This is an optimization exercise on Yosys and OpenROAD, whose aim is small area, a short achievable clock period and few clock cycles, not a production implementation.
Function was checked by simulation only, so behaviour that the tests miss may differ from the original.
Power figures rest on the tool's default switching activity, not on a simulated workload.

===== flow/design.v =====
module BoolRamSimulation 
(  input  logic clock,
   input  logic reset_n,
   input  logic wren,
   input  logic ren,
   input  logic data,
   input  logic  [9:0]   address,
   output logic  q);
   logic [999:0] mem;
   assign q = mem[address];
   always_ff @(posedge clock or negedge reset_n)
    if (~reset_n)
      mem <= '0;
    else if (wren)
      mem[address] <= data;
endmodule
module SqrtRamSimulation 
(  input  logic  [9:0]   address,
   output logic [5:0] q);
   logic [5:0] mem [999:0];
   assign q = mem[address];
  initial $readmemh("square_root.hex", mem);
endmodule
module PrimeRamSimulation 
(  input  logic clock,
   input  logic wren,
   input  logic ren,
   input  logic [9:0]   data,
   input  logic  [7:0]   address,
   output logic [9:0] q);
   logic [9:0] mem [167:0];
   assign q = mem[address];
   always @(posedge clock)
    if (wren)
      mem[address] <= data;
endmodule
module ControllerFSM (
	input logic clk,     
	input logic reset_n,  
	input logic calculate,  
	input logic done_calculating,  
	input logic done_populating,  
	input logic new_max_prime,  
	output logic start_calculation,
	output logic calculating,
	output logic populating,
	output logic finished
);
	enum logic[2:0] {Idle, Calculating, Populate_RAM, Finished} currentState, nextState;
	always_comb 
	begin
		nextState = Idle;
		case (currentState)
			Idle: nextState = calculate ? Calculating : Idle;
			Calculating: nextState = done_calculating ? Populate_RAM : Calculating;
			Populate_RAM: nextState = done_populating ? Finished : Populate_RAM;
			Finished: nextState = new_max_prime ? Calculating : Finished;
		endcase
	end
	always_comb 
	begin
		calculating = 0;
		populating = 0;
		start_calculation = 0;
		finished = 0;
		case (currentState)
			Idle: start_calculation = calculate;
			Calculating: begin
							if(!done_calculating) 
							begin
								calculating = 1;
							end
							else
							begin
								populating = 1;
							end
						end
			Populate_RAM: populating = !done_populating;
			Finished: begin 
						if(new_max_prime) 
						begin
							start_calculation = 1;
						end
						else 
							finished = 1;
					  end
		endcase
	end
	always_ff @(posedge clk or negedge reset_n) begin
		if(~reset_n) 
		begin
			currentState <= Idle;
		end 
		else 
		begin
			currentState <= nextState;
		end
	end
endmodule
module PopulateRam (
	input logic clk,     
	input logic reset_n,  
	input logic bool_ram_q,  
	input logic populating,  
	input logic [9:0] max_prime,
	output logic done_populating, 
	output logic [9:0] boolean_ram_index,  
	output logic [7:0] prime_ram_index,  
	output logic prime_ram_wren  
);
  logic [7:0] prime_ram_index_b, prime_ram_index_r;
  logic [9:0] boolean_ram_index_b, boolean_ram_index_r;
  assign boolean_ram_index = boolean_ram_index_r;
  assign prime_ram_index = prime_ram_index_r; 
  assign prime_ram_wren = !bool_ram_q;
  assign done_populating = boolean_ram_index_r == max_prime;
  always_comb 
  begin
        prime_ram_index_b = prime_ram_index_r;
        boolean_ram_index_b = boolean_ram_index_r + 1;
        if(!bool_ram_q) 
        begin
        	prime_ram_index_b = prime_ram_index_r + 1;
        end
  end
  always_ff @(posedge clk or negedge reset_n) begin
  	if(~reset_n) 
  	begin
  		prime_ram_index_r <= 0;
  		boolean_ram_index_r <= 2;
  	end 
  	else if(populating) 
  	begin
  	    boolean_ram_index_r <= boolean_ram_index_b;
  	    prime_ram_index_r <= prime_ram_index_b;
  	end
  end
endmodule
module SieveOfEratosthenes (
	input logic clock, reset_n,
	input logic calculating,
	input logic start_calculation,
	input logic [9:0] max_prime,
	input logic [5:0] sqrt_bound,
	output logic done_calculating,
	output logic [9:0] boolean_ram_index,
	output logic boolean_ram_wren);
	logic [9:0] prime_iterator_r, prime_iterator_b;
	logic [9:0] multiple_iterator_r, multiple_iterator_b;
	logic [9:0] multiple_iterator_step_size_r, multiple_iterator_step_size_b;
	logic increment_prime_iterator;
	logic first_multiple_r, first_multiple_b;
	logic [5:0] sqrt_bound_r, sqrt_bound_b;
	assign increment_prime_iterator = ((multiple_iterator_r + multiple_iterator_step_size_r) > max_prime) && !start_calculation;
	assign done_calculating = (prime_iterator_r == sqrt_bound_r) && (increment_prime_iterator);
	assign boolean_ram_index = multiple_iterator_r;
    assign boolean_ram_wren = !first_multiple_r;
	always_comb 
	begin
		prime_iterator_b = prime_iterator_r;
		multiple_iterator_b = multiple_iterator_r;
		multiple_iterator_step_size_b = multiple_iterator_step_size_r;
		first_multiple_b = 0;
		sqrt_bound_b = sqrt_bound_r;
		if(start_calculation) 
		begin
			sqrt_bound_b = sqrt_bound;
		end
		if(increment_prime_iterator) 
		begin
			prime_iterator_b = prime_iterator_r + 1;
			first_multiple_b = 1;
			multiple_iterator_b = prime_iterator_b;
			multiple_iterator_step_size_b = prime_iterator_b;
		end
		else 
		begin
			multiple_iterator_b = multiple_iterator_r + multiple_iterator_step_size_r;
		end
	end
	always_ff @(posedge clock or negedge reset_n) 
	begin
		if(~reset_n) 
		begin
			prime_iterator_r <= 2;
			multiple_iterator_r <= 2;
			multiple_iterator_step_size_r <= 2;
			first_multiple_r <= 1;
			sqrt_bound_r <= 0;
		end
		else if(calculating)
		begin
			prime_iterator_r <= prime_iterator_b;
			multiple_iterator_r <= multiple_iterator_b;
			multiple_iterator_step_size_r <= multiple_iterator_step_size_b;
			first_multiple_r <= first_multiple_b;
		end
		else if(start_calculation)
		begin
			sqrt_bound_r <= sqrt_bound_b;
		end
		else if(done_calculating)
		begin
			prime_iterator_r <= 2;
			multiple_iterator_r <= 2;
			multiple_iterator_step_size_r <= 2;
			first_multiple_r <= 1;
			sqrt_bound_r <= 0;
		end
	end
endmodule
module Top (
	input logic clk,     
	input logic reset_n,  
	input logic [9:0] max_prime,  
	input logic [7:0] user_prime_ram_address,  
	input logic get_prime,
	input logic calculate,  
	output logic finished,
	output logic [9:0] prime_ram_q  
);
	logic bool_ram_wren;
	logic bool_ram_ren;
	logic [9:0] bool_ram_address;
	logic bool_ram_q;
	logic sqrt_ram_wren;
	logic sqrt_ram_ren;
	logic [5:0] sqrt_ram_data;
	logic [9:0] sqrt_ram_address;
	logic [5:0] sqrt_ram_q;
	logic prime_ram_wren;
	logic prime_ram_ren;
	logic [9:0] prime_ram_data;
	logic [7:0] prime_ram_address;
    logic start_calculation;
	logic done_calculating;
	logic done_populating;
	logic new_max_prime;
	logic calculating;
	logic populating;
	logic [9:0] boolean_ram_address_populate;
	logic boolean_ram_ren_populate;
	logic [7:0] prime_ram_address_populate;
	logic prime_ram_wren_populate;
	logic [9:0] max_prime_r;
	logic [9:0] boolean_ram_address_calculate;
	logic boolean_ram_wren_calculate;
	assign new_max_prime = (max_prime_r != max_prime) && calculate;
	always_comb
	begin
	    bool_ram_wren = 0;
	    bool_ram_ren = 0;
	    bool_ram_address = 0;
	    sqrt_ram_wren = 0;
	    sqrt_ram_ren = 0;
	    sqrt_ram_data = 0;
	    sqrt_ram_address = 0;
	    prime_ram_wren = 0;
	    prime_ram_ren = 0;
	    prime_ram_data = 0;
	    prime_ram_address = 0;
	    if(start_calculation) 
	    begin
	    	sqrt_ram_address = max_prime;
	    	sqrt_ram_ren = 1;
	    end
		if(start_calculation || calculating) 
		begin
			bool_ram_address = boolean_ram_address_calculate;
			bool_ram_wren = boolean_ram_wren_calculate;
		end
		else if(populating) 
		begin
			bool_ram_address = boolean_ram_address_populate;
			bool_ram_ren = 1;
			prime_ram_address = prime_ram_address_populate;
			prime_ram_data = boolean_ram_address_populate;
			prime_ram_wren = prime_ram_wren_populate;
		end
		else if(finished && get_prime) 
		begin
			prime_ram_ren = 1;
			prime_ram_address = user_prime_ram_address;
		end
	end
    BoolRamSimulation booleanRam(.clock(clk),.reset_n(reset_n),.wren(bool_ram_wren),.ren(bool_ram_ren),.data(1),.address(bool_ram_address),.q(bool_ram_q));
    SqrtRamSimulation sqrtRam(.address(sqrt_ram_address),.q(sqrt_ram_q));
    PrimeRamSimulation primeRam(.clock(clk),.wren(prime_ram_wren),.ren(prime_ram_ren),.data(prime_ram_data),.address(prime_ram_address),.q(prime_ram_q));
    ControllerFSM controlFSM(.clk, .reset_n, .calculate, .done_calculating, .done_populating, .new_max_prime, .start_calculation,
    								.calculating, .populating, .finished);
    PopulateRam popRam(.clk, .reset_n, .bool_ram_q, .populating, .done_populating, .boolean_ram_index(boolean_ram_address_populate),
    							.prime_ram_index(prime_ram_address_populate), .prime_ram_wren(prime_ram_wren_populate),
    							.max_prime(max_prime_r));
    SieveOfEratosthenes calculatePrimes(.clock(clk), .reset_n, .calculating, .start_calculation, .sqrt_bound(sqrt_ram_q), .done_calculating,
    										.boolean_ram_index(boolean_ram_address_calculate), .boolean_ram_wren(boolean_ram_wren_calculate),
    										.max_prime(start_calculation ? max_prime : max_prime_r));
    always_ff @(posedge clk, negedge reset_n) begin
    	if(~reset_n) 
    	begin
    		 max_prime_r <= 0;
    	end 
    	else 
    	begin
    		if(new_max_prime) 
    		begin
    			max_prime_r <= max_prime;
    		end
    	end
    end
endmodule

===== flow/square_root.hex =====
0
1
2
2
2
3
3
3
3
3
4
4
4
4
4
4
4
5
5
5
5
5
5
5
5
5
6
6
6
6
6
6
6
6
6
6
6
7
7
7
7
7
7
7
7
7
7
7
7
7
8
8
8
8
8
8
8
8
8
8
8
8
8
8
8
9
9
9
9
9
9
9
9
9
9
9
9
9
9
9
9
9
a
a
a
a
a
a
a
a
a
a
a
a
a
a
a
a
a
a
a
b
b
b
b
b
b
b
b
b
b
b
b
b
b
b
b
b
b
b
b
b
c
c
c
c
c
c
c
c
c
c
c
c
c
c
c
c
c
c
c
c
c
c
c
d
d
d
d
d
d
d
d
d
d
d
d
d
d
d
d
d
d
d
d
d
d
d
d
d
e
e
e
e
e
e
e
e
e
e
e
e
e
e
e
e
e
e
e
e
e
e
e
e
e
e
e
f
f
f
f
f
f
f
f
f
f
f
f
f
f
f
f
f
f
f
f
f
f
f
f
f
f
f
f
f
10
10
10
10
10
10
10
10
10
10
10
10
10
10
10
10
10
10
10
10
10
10
10
10
10
10
10
10
10
10
10
11
11
11
11
11
11
11
11
11
11
11
11
11
11
11
11
11
11
11
11
11
11
11
11
11
11
11
11
11
11
11
11
11
12
12
12
12
12
12
12
12
12
12
12
12
12
12
12
12
12
12
12
12
12
12
12
12
12
12
12
12
12
12
12
12
12
12
12
13
13
13
13
13
13
13
13
13
13
13
13
13
13
13
13
13
13
13
13
13
13
13
13
13
13
13
13
13
13
13
13
13
13
13
13
13
14
14
14
14
14
14
14
14
14
14
14
14
14
14
14
14
14
14
14
14
14
14
14
14
14
14
14
14
14
14
14
14
14
14
14
14
14
14
14
15
15
15
15
15
15
15
15
15
15
15
15
15
15
15
15
15
15
15
15
15
15
15
15
15
15
15
15
15
15
15
15
15
15
15
15
15
15
15
15
15
16
16
16
16
16
16
16
16
16
16
16
16
16
16
16
16
16
16
16
16
16
16
16
16
16
16
16
16
16
16
16
16
16
16
16
16
16
16
16
16
16
16
16
17
17
17
17
17
17
17
17
17
17
17
17
17
17
17
17
17
17
17
17
17
17
17
17
17
17
17
17
17
17
17
17
17
17
17
17
17
17
17
17
17
17
17
17
17
18
18
18
18
18
18
18
18
18
18
18
18
18
18
18
18
18
18
18
18
18
18
18
18
18
18
18
18
18
18
18
18
18
18
18
18
18
18
18
18
18
18
18
18
18
18
18
19
19
19
19
19
19
19
19
19
19
19
19
19
19
19
19
19
19
19
19
19
19
19
19
19
19
19
19
19
19
19
19
19
19
19
19
19
19
19
19
19
19
19
19
19
19
19
19
19
1a
1a
1a
1a
1a
1a
1a
1a
1a
1a
1a
1a
1a
1a
1a
1a
1a
1a
1a
1a
1a
1a
1a
1a
1a
1a
1a
1a
1a
1a
1a
1a
1a
1a
1a
1a
1a
1a
1a
1a
1a
1a
1a
1a
1a
1a
1a
1a
1a
1a
1a
1b
1b
1b
1b
1b
1b
1b
1b
1b
1b
1b
1b
1b
1b
1b
1b
1b
1b
1b
1b
1b
1b
1b
1b
1b
1b
1b
1b
1b
1b
1b
1b
1b
1b
1b
1b
1b
1b
1b
1b
1b
1b
1b
1b
1b
1b
1b
1b
1b
1b
1b
1b
1b
1c
1c
1c
1c
1c
1c
1c
1c
1c
1c
1c
1c
1c
1c
1c
1c
1c
1c
1c
1c
1c
1c
1c
1c
1c
1c
1c
1c
1c
1c
1c
1c
1c
1c
1c
1c
1c
1c
1c
1c
1c
1c
1c
1c
1c
1c
1c
1c
1c
1c
1c
1c
1c
1c
1c
1d
1d
1d
1d
1d
1d
1d
1d
1d
1d
1d
1d
1d
1d
1d
1d
1d
1d
1d
1d
1d
1d
1d
1d
1d
1d
1d
1d
1d
1d
1d
1d
1d
1d
1d
1d
1d
1d
1d
1d
1d
1d
1d
1d
1d
1d
1d
1d
1d
1d
1d
1d
1d
1d
1d
1d
1d
1e
1e
1e
1e
1e
1e
1e
1e
1e
1e
1e
1e
1e
1e
1e
1e
1e
1e
1e
1e
1e
1e
1e
1e
1e
1e
1e
1e
1e
1e
1e
1e
1e
1e
1e
1e
1e
1e
1e
1e
1e
1e
1e
1e
1e
1e
1e
1e
1e
1e
1e
1e
1e
1e
1e
1e
1e
1e
1e
1f
1f
1f
1f
1f
1f
1f
1f
1f
1f
1f
1f
1f
1f
1f
1f
1f
1f
1f
1f
1f
1f
1f
1f
1f
1f
1f
1f
1f
1f
1f
1f
1f
1f
1f
1f
1f
1f
1f
1f
1f
1f
1f
1f
1f
1f
1f
1f
1f
1f
1f
1f
1f
1f
1f
1f
1f
1f
1f
1f
1f
20
20
20
20
20
20
20
20
20
20
20
20
20
20
20
20
20
20
20
20
20
20
20
20
20
20
20
20
20
20
20
20
20
20
20
20
20
20

===== flow/run.sh =====
#!/bin/bash
# synth_recipe.tcl (not shown) runs the flow's synth.tcl, then flattens the netlist and writes it again
# the make line also repeats each setting of config.mk as NAME=value (left out here)
make -C /OpenROAD-flow-scripts/flow DESIGN_CONFIG=/design/flow/config.mk WORK_HOME=/design/flow/orfs CLKGATE_MAP_FILE= SYNTH_SCRIPT=/design/flow/synth_recipe.tcl finish

===== flow/config.mk =====
export PLATFORM = sky130hd
export DESIGN_NAME = Top
export DESIGN_NICKNAME = Top
export VERILOG_FILES = /design/flow/design.v
export SDC_FILE = /design/flow/constraint.sdc
export NUM_CORES = 4
export LEC_CHECK = 0
export CAP_MARGIN = 20
export CORE_MARGIN = 2
export CORE_UTILIZATION = 40
export SLEW_MARGIN = 20
export SYNTH_MEMORY_MAX_BITS = 16384

===== flow/constraint.sdc =====
create_clock -name core_clock -period 10.0 [get_ports {clk}]
set_input_delay 2.0000 -clock core_clock [delete_from_list [all_inputs] [get_ports {clk}]]
set_output_delay 2.0000 -clock core_clock [all_outputs]
set_load 0.01 [all_outputs]

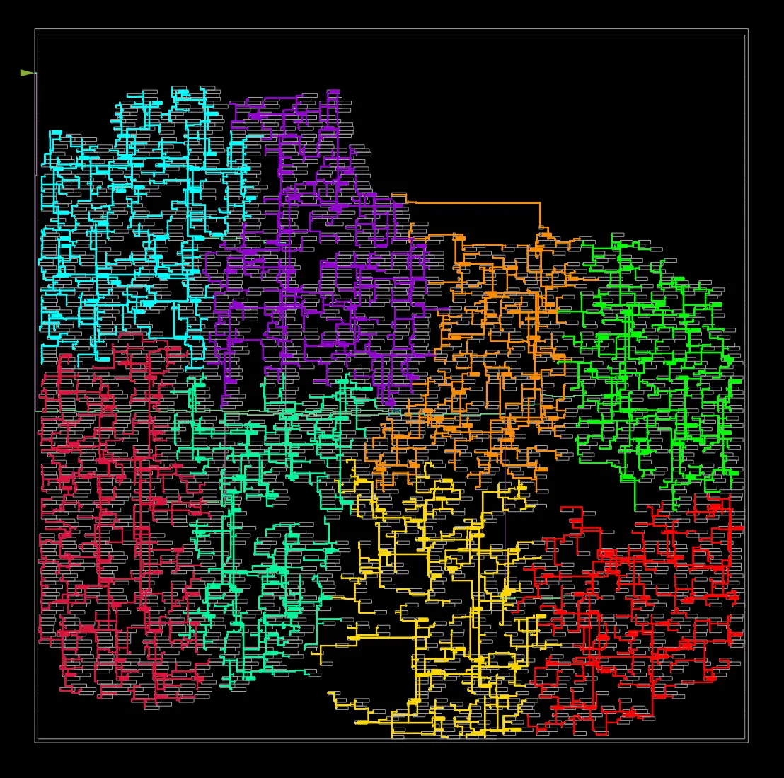
**Above:** clock tree after CTS.
TritonCTS Sinks: 2,737
total CTS buffers: 290

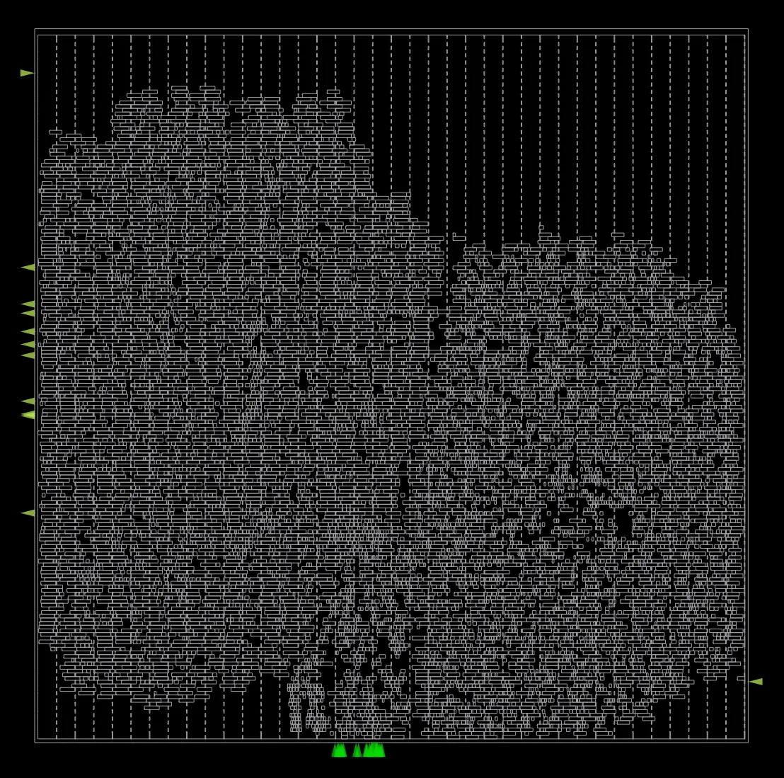
**Above:** placement view.
Well-Tap Cells: 3,686
CORE AREA: 274,000 um^2
non-filler cells, final: 12.7k
std cell rows: 192
fraction of area in registers: 0.565

==> impl_results.md <==
- Status: no timing/DRC/antenna violations
- Clock Tree Buf Depth: 4
- Combinational share of power: 0.344
- Internal power: 23.5 mW
- CP max stage cell: or4_4
- Post-Synth XOR/XNOR Area: 0.00539
- Syn avg cell area: 13.9 um^2
- Mux cell area share after synthesis: 0.0136
- Most frequent cell after synthesis: edfxtp_1
- Clk pin slew, worst setup/hold paths: 50 ps
- R2R cell count: 56
- Cell Area, Synth: 111,000 um^2
- Top cell category: flip-flops and latches
- Final Cell Area: 136,000 um^2
- Worst Setup EP: prime_ram_q[8]
- Die Area: 280,000 um^2
- Hold Crit Depth: 1
- Clock Root Buffer: clkbuf_16
- Slew Viols, Final: 0
- Die width: 530 um
- CTS tree: built
- Hold Crit Class: flop to flop
- Synthesis Warnings: 8
- Gr ovfl total: 0
- Fraction of the mapped netlist area in adder cells: 0.00346
- Cell Pwr Density: 274 nW/um^2
- Net Count, Synth: 8,011
- Kind of critical path: input pin to primary output
- Commonest cells after routing, fill and taps aside: edfxtp_1, dfrtp_1, buf_4
- Main combinational cell family by area after synthesis: compound AO/OA/AOI/OAI gates
- Net Sw Power: 13.8 mW
- Port bufs: 32
- Hold_sp: booleanRam.mem[534]$_DFFE_PN0P_
Testbench counts, summed over its fixed seeds: cycles 55,257.
-- state kept, by name (all words and copies together) (netlist names) --
register                             flops
calculatePrimes.prime_iterator_r        10
popRam.prime_ram_index_r                 8
controlFSM.currentState                  2
calculatePrimes.sqrt_bound_r             6
booleanRam.mem                        1000
calculatePrimes.multiple_iterator_r     10
popRam.boolean_ram_index_r              10
primeRam.mem                          1680
max_prime_r                             10
calculatePrimes.first_multiple_r         1
-- worst max-delay path: cells and delay by family --
kind                     cells  cell delay [ps]
AND/OR/NAND/NOR              8             1680
adder cells (fa/ha/maj)      1              260
multiplexers                 1              190
AO/OA/AOI/OAI                8             1790
buffers and inverters       11             1660
XOR/XNOR                     1              200
-- per-layer routing --
layer	GRT usage	vias to the layer above	wire (um)
li1	-	32900	-
met1	0.349	40200	150000
met2	0.413	3791	175000
met3	0.0400	859	28800
met4	0.122	4	19600
met5	0	-	21
-- through the flow --
stage                     cells  utilization  TNS, ps  worst slack, ps  hold slack [ps]
after floorplan            7959            -        0             80.5              420
after global placement    12100        0.454  -287190            -1570              429
after detailed placement  12100        0.454  -263580            -1550              436
after CTS                 12700        0.493        0             3.22              449
after global routing      12700        0.497    -64.7            -46.1              459
final                     12700        0.497        0              158              444

static timing again, ports no longer ideal:
Ports are ideal in the flow. The routed layout listed here was re-timed in OpenROAD. Step 1 assumes that a clkbuf_16 drives the clock port and a buf_2 every other input. Step 2 times the ports against the registers' clock, not the clock port: input delays grow and output delays shrink by t, the midpoint of the rising clock arrivals with the driver on. a / b / c = ideal ports / drivers / drivers and shift; a / b = the first two.
t, ns: 0.961
setup slack, ns: 0.158 / 0.101 / -0.606
hold slack, ns: 0.444 / 0.444 / 0.444
worst setup path after step 2: input to register
Met with ideal ports but missed after step 2: setup timing in this run. For this run, drivers alone change the setup slack by -0.057 ns; drivers and shift together by -0.764 ns.
